Source: an optimization exercise on an open RTL-to-GDS flow (aim: small area and a short achievable clock period). Production flows keep margins and buffers that such runs may drop. Only simulation tests tie the RTL to the original design; equivalence was not proved.

==> images/placed.png <==
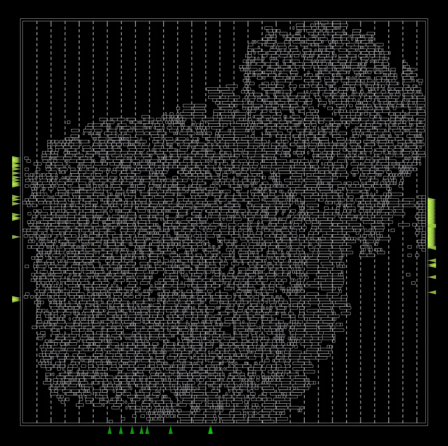
==> images/class_map.png <==
Bar = 100 microns.
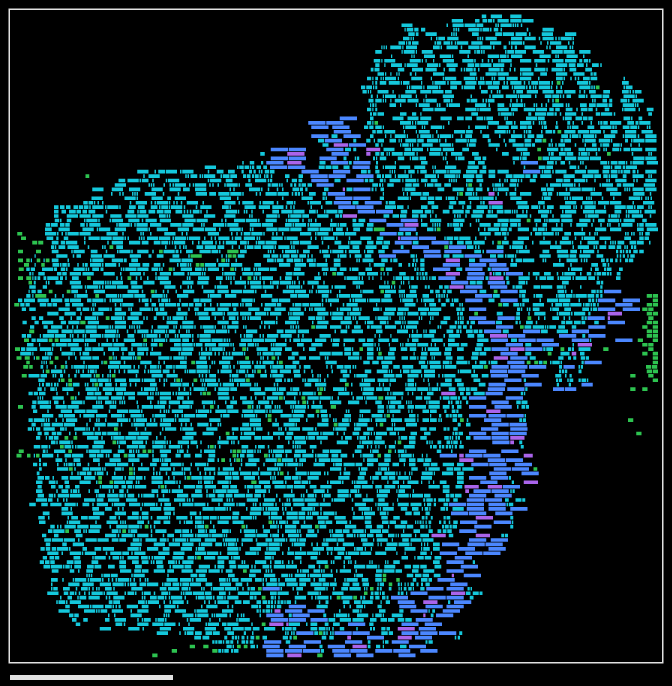
==> images/pinout.png <==
Pins as bars across the die edge, other pins in gray.
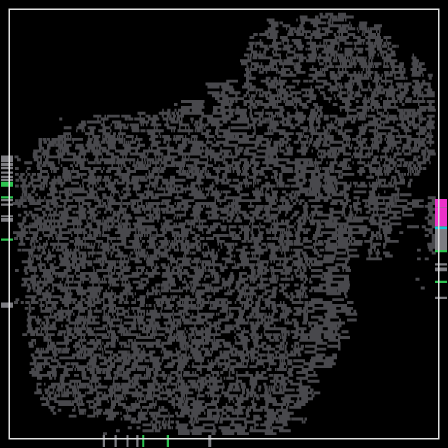
==> images/top_view.png <==
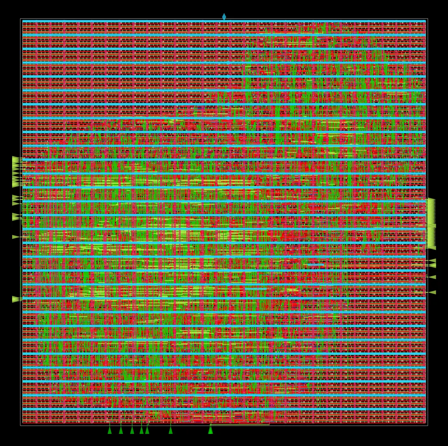
==> images/closeup.png <==
Window x 85 to 115, y 85 to 115 microns. Cells in gray, sequential cells in the stronger gray; small squares are vias.
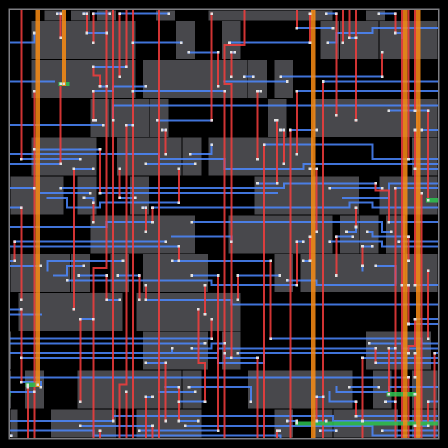
$ cat flow/config.mk
export PLATFORM = sky130hd
export DESIGN_NAME = FeedForwardNN
export DESIGN_NICKNAME = FeedForwardNN
export VERILOG_FILES = /design/flow/design.v
export SDC_FILE = /design/flow/constraint.sdc
export NUM_CORES = 4
export LEC_CHECK = 0
export CAP_MARGIN = 20
export CORE_MARGIN = 2
export CORE_UTILIZATION = 40
export PLACE_DENSITY = 0.6
export SLEW_MARGIN = 20
$ cat flow/constraint.sdc
create_clock -name core_clock -period 10.0 [get_ports {CLK}]
set_input_delay 2.0000 -clock core_clock [delete_from_list [all_inputs] [get_ports {CLK}]]
set_output_delay 2.0000 -clock core_clock [all_outputs]
set_load 0.01 [all_outputs]
$ cat flow/design.v
module FeedForwardNN #(
		parameter WWIDTH = 8
	) 
	(
		input wire signed [WWIDTH:0] x0, x1,
		input wire signed [WWIDTH:0] x2,
		input wire signed [WWIDTH:0] x3,
		output reg signed [WWIDTH*2:0] y0, y1,
		input RST, CLK
	);
	reg signed [WWIDTH:0] bias;
	reg [3:0] addr;
	reg [1023:0] selected_data;
	wire [1023:0] read_data;
	reg [3:0] state;
	wire reset;
	reg [3:0] counter;
	reg signed [WWIDTH*2:0] ab_x, a0_x, a1_x, a2_x, a3_x, a4_x, a5_x;
	wire signed [WWIDTH:0] ab_y, a0_y, a1_y, a2_y, a3_y, a4_y, a5_y;
	reg signed [WWIDTH*2:0] z0, z1, z2, z3, z4, z5;
	reg signed [WWIDTH*2:0] u0, u1;
	reg signed [WWIDTH:0] v0, v1, v2, v3, v4, v5 ; 
	wire mem_clk;
	assign mem_clk = CLK;
	assign reset = RST;
	ram_pos_thru memory (
			.q(read_data), 
			.a(addr)
		);
	activation #(.WWIDTH(WWIDTH)) ab(ab_x, ab_y, mem_clk);
	activation #(.WWIDTH(WWIDTH)) a0(a0_x, a0_y, mem_clk);
	activation #(.WWIDTH(WWIDTH)) a1(a1_x, a1_y, mem_clk);
	activation #(.WWIDTH(WWIDTH)) a2(a2_x, a2_y, mem_clk);
	activation #(.WWIDTH(WWIDTH)) a3(a3_x, a3_y, mem_clk);
	activation #(.WWIDTH(WWIDTH)) a4(a4_x, a4_y, mem_clk);
	activation #(.WWIDTH(WWIDTH)) a5(a5_x, a5_y, mem_clk);
	always @ (posedge mem_clk)
	begin
		if(reset) begin
			state <= 4'd0;
		end
		else begin
			case(state)
				4'd0: begin
					addr <= 0 ; 
					state <= 4'd1 ;
				end
				4'd1: begin
					selected_data <= read_data ;
					bias <= 9'd1;
					state <= 4'd2 ;
				end
				4'd2: begin
					z0 <= 	bias * $signed(selected_data[1 * WWIDTH - 1: 0 * WWIDTH]) +
							x0 * $signed(selected_data[2 * WWIDTH - 1: 1 * WWIDTH]) +
							x1 * $signed(selected_data[3 * WWIDTH - 1: 2 * WWIDTH]) +
							x2 * $signed(selected_data[4 * WWIDTH - 1: 3 * WWIDTH]) +
							x3 * $signed(selected_data[5 * WWIDTH - 1: 4 * WWIDTH]);
					z1 <= 	bias * $signed(selected_data[6 * WWIDTH - 1: 5 * WWIDTH]) +
							x0 * $signed(selected_data[7 * WWIDTH - 1: 6 * WWIDTH]) +
							x1 * $signed(selected_data[8 * WWIDTH - 1: 7 * WWIDTH]) +
							x2 * $signed(selected_data[9 * WWIDTH - 1: 8 * WWIDTH]) + 
							x3 * $signed(selected_data[10 * WWIDTH - 1: 9 * WWIDTH]); 
					z2 <= 	bias * $signed(selected_data[11 * WWIDTH - 1: 10 * WWIDTH]) +
							x0 * $signed(selected_data[12 * WWIDTH - 1: 11 * WWIDTH]) +
							x1 * $signed(selected_data[13 * WWIDTH - 1: 12 * WWIDTH]) +
							x2 * $signed(selected_data[14 * WWIDTH - 1: 13 * WWIDTH]) + 
							x3 * $signed(selected_data[15 * WWIDTH - 1: 14 * WWIDTH]);
					z3 <= 	bias * $signed(selected_data[16 * WWIDTH - 1: 15 * WWIDTH]) +
							x0 * $signed(selected_data[17 * WWIDTH - 1: 16 * WWIDTH]) +
							x1 * $signed(selected_data[18 * WWIDTH - 1: 17 * WWIDTH]) +
							x2 * $signed(selected_data[19 * WWIDTH - 1: 18 * WWIDTH]) +
							x3 * $signed(selected_data[20 * WWIDTH - 1: 19 * WWIDTH]);
					z4 <= 	bias * $signed(selected_data[21 * WWIDTH - 1: 20 * WWIDTH]) +
							x0 * $signed(selected_data[22 * WWIDTH - 1: 21 * WWIDTH]) +
							x1 * $signed(selected_data[23 * WWIDTH - 1: 22 * WWIDTH]) +
							x2 * $signed(selected_data[24 * WWIDTH - 1: 23 * WWIDTH]) +
							x3 * $signed(selected_data[25 * WWIDTH - 1: 24 * WWIDTH]);
					z5 <= 	bias * $signed(selected_data[26 * WWIDTH - 1: 25 * WWIDTH]) +
							x0 * $signed(selected_data[27 * WWIDTH - 1: 26 * WWIDTH]) +
							x1 * $signed(selected_data[28 * WWIDTH - 1: 27 * WWIDTH]) +
							x2 * $signed(selected_data[29 * WWIDTH - 1: 28 * WWIDTH]) + 
							x3 * $signed(selected_data[30 * WWIDTH - 1: 29 * WWIDTH]);
					state <= 4'd3 ;
				end
				4'd3: begin
					ab_x <= bias ;
					a0_x <= z0 ;
					a1_x <= z1 ;
					a2_x <= z2 ;
					a3_x <= z3 ;
					a4_x <= z4 ;
					a5_x <= z5 ;
					state <= 4'd4 ;
				end
				4'd4: begin
					bias <= ab_y ;
					v0 <= a0_y ;
					v1 <= a1_y ;
					v2 <= a2_y ;
					v3 <= a3_y ;
					v4 <= a4_y ;
					v5 <= a5_y ;
					state <= 4'd5 ;
				end
				4'd5: begin
					addr <= 1 ; 
					state <= 4'd6 ;
				end
				4'd6: begin
					selected_data <= read_data ;
					state <= 4'd7 ;
				end
				4'd7: begin
					u0 <= 	bias * $signed(selected_data[1 * WWIDTH - 1: 0 * WWIDTH]) +
							v0 * $signed(selected_data[2 * WWIDTH - 1: 1 * WWIDTH]) +
 							v1 * $signed(selected_data[3 * WWIDTH - 1: 2 * WWIDTH]) +
 							v2 * $signed(selected_data[4 * WWIDTH - 1: 3 * WWIDTH]) +
 							v3 * $signed(selected_data[5 * WWIDTH - 1: 4 * WWIDTH]) +
 							v4 * $signed(selected_data[6 * WWIDTH - 1: 5 * WWIDTH]) +
 							v5 * $signed(selected_data[7 * WWIDTH - 1: 6 * WWIDTH]);
					u1 <= 	bias * $signed(selected_data[8 * WWIDTH - 1: 7 * WWIDTH]) +
							v0 * $signed(selected_data[9 * WWIDTH - 1: 8 * WWIDTH]) +
							v1 * $signed(selected_data[10 * WWIDTH - 1: 9 * WWIDTH]) +
							v2 * $signed(selected_data[11 * WWIDTH - 1: 10 * WWIDTH]) +
							v3 * $signed(selected_data[12 * WWIDTH - 1: 11 * WWIDTH]) +
							v4 * $signed(selected_data[13 * WWIDTH - 1: 12 * WWIDTH]) +
							v5 * $signed(selected_data[14 * WWIDTH - 1: 13 * WWIDTH]);
					state <= 4'd8 ;
				end
				4'd8: begin
					a0_x <= u0 ;
					a1_x <= u1 ;
					state <= 4'd9 ;
				end
				4'd9: begin
					y0 <= a0_y ;
					y1 <= a1_y  ;
					state <= 4'd0 ;
				end
			endcase
		end
	end 
endmodule
module activation #(parameter WWIDTH = 8) ( x , y, clk);
	input wire signed [WWIDTH*2:0] x;
	output reg signed [WWIDTH:0] y;
	input clk;
	always @ (*)
	begin
		if(x <= $signed(-16'd200)) begin
			y = -1 ;
		end else if (x >= $signed(16'd200)) begin
			y = 8'd1 ;
		end else begin 
			y = 8'd0 ;
		end
	end
endmodule
module ram_pos_thru #(parameter WORD_LENGTH=1024, WORD_COUNT=4)(q, a);
	input [WORD_COUNT-1:0] a;
	output [WORD_LENGTH-1:0] q;
	reg [WORD_LENGTH-1:0] mem [WORD_COUNT-1:0]   ;
	initial begin
		$readmemh("ram.hex", mem);
	end
	assign q = mem[a[1:0]] ;
endmodule
$ cat flow/ram.hex
0000000000000000000000000000000000000000000000000000000000000000000000000000000000000000000000000000000000000000000000000000000000000000000000000000000000000000000000000000000000000000000000000000F7B3E2094204AE2EAC1AB05063CE27ADFA314020EA37B1DEB145C6BC47AE
000000000000000000000000000000000000000000000000000000000000000000000000000000000000000000000000000000000000000000000000000000000000000000000000000000000000000000000000000000000000000000000000000000000000000000000000000000000000A8E75D5FD0C49FFAD20208D42EDC
0000000000000000000000000000000000000000000000000000000000000000000000000000000000000000000000000000000000000000000000000000000000000000000000000000000000000000000000000000000000000000000000000000000000000000000000000000000000000000000000000000000000000000
0000000000000000000000000000000000000000000000000000000000000000000000000000000000000000000000000000000000000000000000000000000000000000000000000000000000000000000000000000000000000000000000000000000000000000000000000000000000000000000000000000000000000000
$ cat flow/run.sh
#!/bin/bash
# synth_recipe.tcl (not shown) runs the flow's synth.tcl, then flattens the netlist and writes it again
# the make line also repeats each setting of config.mk as NAME=value (left out here)
make -C /OpenROAD-flow-scripts/flow DESIGN_CONFIG=/design/flow/config.mk WORK_HOME=/design/flow/orfs CLKGATE_MAP_FILE= SYNTH_SCRIPT=/design/flow/synth_recipe.tcl finish
==> out/results.ini <==
[yosys]
syn_inst = 5805
synth-adder-area-share_pct = 64.1
synth_simple_gate_area_share_pct = 3.55
synth_xor_area_share_pct = 3.79
synth_flop_cell = edfxtp_1
synth_cell_types = 65
yosysMostFrequentCell = inv_1
synth_top_family_by_area = adder cells
synth_common_cells = 1,984 x inv_1, 1,356 x fa_1, 1,039 x ha_1
synth_compound_area_share_pct = 2.67
synthTopCellsByArea = fa_1 43%, ha_1 21%, edfxtp_1 12%
ys_warn_count = 3
synth_edf_count = 256
syn_avg_cell_area_sq_um = 10.8
synth-seq-cells = 260
synth.largest_area_cell = fa_1
synthArstFlopShare_pct = 0

[global_routing]
met3_usage_pct = 2.44
grt_pass1_wl_microns = 262000
grt.busiest_layer = met2
overflow = 0
grt_usage_pct = 22.0
grt_pass1_vias = 42400
antenna_found_initial = 6
grt_max_degree = 69
met1_usage_pct = 31.8
grt_util_met2_pct = 35.3

[sta]
tightestPinTransition_ns = 1.08
final.setup.worst_slack_ns = 0.780
whs_ns = 0.408
setup_viol = 0
max_freq_ghz = 0.108
period_needed_ns = 9.22
setup_tns_ns = 0
max-slew-margin-rel_pct = 27.2
hold_violations = 0
fin_skew_ns = 0.0172
grt_setup_unrepaired = false
slew_violations = 0

[layout]
buffer_area_share_pct = 2.96
final_cell_mix = 1,984 x inv_1, 1,356 x fa_1, 1,039 x ha_1
multi_input_area_share_pct = 69.3
final-clk-cell-share_pct = 1.42
layout.area.seq_sq_um = 7770
num-nonclk-buffers = 237
final_common_cell = inv_1
drive_above_1_share_pct = 4.17
largest_class = multi-input gates
nMultiInputCombCells = 3475
n_all_inverters = 1991
nets = 8426
seq_share_pct = 11.5
n_antenna_cell = 2
clkbuf_count = 29
area_growth_pct = 8.28
multi_input_area_sq_um = 47000

[critical_path]
worstSetupPathType = in2reg
crit_path_start_kind = input pin
r2r_end = z1[16]
reg2reg_depth = 25
worstReg2RegStart = selected_data[238]
critPathMostFrequentCell = fa_1
crit_chain = clkdlybuf4s50_1 > inv_1 > nor2_2 > buf_4 > ha_1 > inv_1 > fa_1 > fa_1 > fa_1 > inv_1 > ha_1 > inv_1 > fa_1 > fa_1 > inv_1 > fa_1 > fa_1 > ha_1 > a21oi_1 > o21ai_1 > o41ai_2 > o21ai_0 > a21oi_1 > xnor2_1
critical_path_depth = 24
critPathTopFamily = adder cells
critPathMaxFanout = 9
crit_path_end = z5[16]
slowest_stage = clkdlybuf4s50_1
cp_slowest_stage_delay_ns = 0.72
rrSetupSlack_ns = 1.25
startpoint = x2[0]
cp_data_arrival_time_ns = 9.48
critPathBufInv = 7
required_ns = 10.26

[placed_design]
dp_hpwl_microns = 148000
place_area_sq_um = 66800
io_buffer_count = 71
dp.cells = 8021
dp_worst_setup_slack_ns = 0.209

[status]
status = finished clean

[clocking]
cts_buffer_depth = 3
clock_latency_ns = 0.56
cts_tree = yes
numClockSinks = 260
ctsRootBufferMaster = clkbuf_16
post_cts_buffers = 0
cts_max_level = 1
hold_buffers = 0
clk_pin_slew_ns = 0.06
cts_resized = 0

[detailed_routing]
ant_nets = 0
wl_met2_microns = 77000
wire_per_inst_microns = 20.7
dr.pass1.iters = 5
drt_iter0_drc = 2481
wl_met3_microns = 9400
drc = 0
vias = 38400
drt-total-wl_microns = 167000
via_per_inst = 4.75
top_layer_used = met5
wl_met1_microns = 75800

[floorplan]
io_pins = 72
n_tap_cell = 2058
die_x_microns = 400
start_util_pct = 40.2

[min_path]
whs_endpoint = a3_x[13]
hold_class = reg2reg
min_from = z3[13]

[job]
cap_violations = 0

Notes on placed.png above:
core area: 156,000 sq um
FP Rows: 145
fin util: 43.5%
Filler cells: 14,800
sequential cell count: 260

Notes on class_map.png above:
- remaining buffers and delay cells: green (cells 237; share of their area 3.1%)
- remaining logic cells: cyan (cells 5,466; share of their area 84%)
- clock drivers and dummy loads: purple (cells 49; share of their area 1.5%)
- registers: blue (cells 260; share of their area 12%)

Notes on pinout.png above:
- x3: green (pins 9; direction input; edge 5 west, 2 east, 2 south)
- RST: cyan (pins 1; direction input; edge east)
- y0: magenta (pins 17; direction output; edge east)
- all pins by edge: 41 east, 23 west, 8 south

Notes on top_view.png above:
fin area: 67,800 sq um
die height: 400 microns
die area: 160,000 sq um
final cell count without fillers: 8,072

Notes on closeup.png above:
- M2: red
- M4: orange
- M1: blue
- M3: green
- cells with their middle in the window: 50
- most frequent: inv_1 (21), fa_1 (17), ha_1 (8)
- sequential cells in the window: 0

-- port drivers added, routing unchanged --
No port has a modelled driver above. Below, the same layout with a new extraction and two added sets of constraints. Step 1 assumes that a clkbuf_16 drives the clock port and a buf_2 every other input. Step 2 also shifts input and output timing later by t, the mid clock arrival at the registers, as if the neighbouring blocks saw the same clock. a / b / c = no drivers / after step 1 / after step 2; a / b = the first two.
t, ns: 0.615
setup WS [ns]: 0.780 / 0.805 / 0.191
clock arrival spread, ns: 0.019 / 0.019
worst slew at a driven data input, ns: 0.17
After both steps this run still meets setup and hold. The setup slack of this run moves by +0.025 ns with the drivers and by -0.589 ns with both steps.
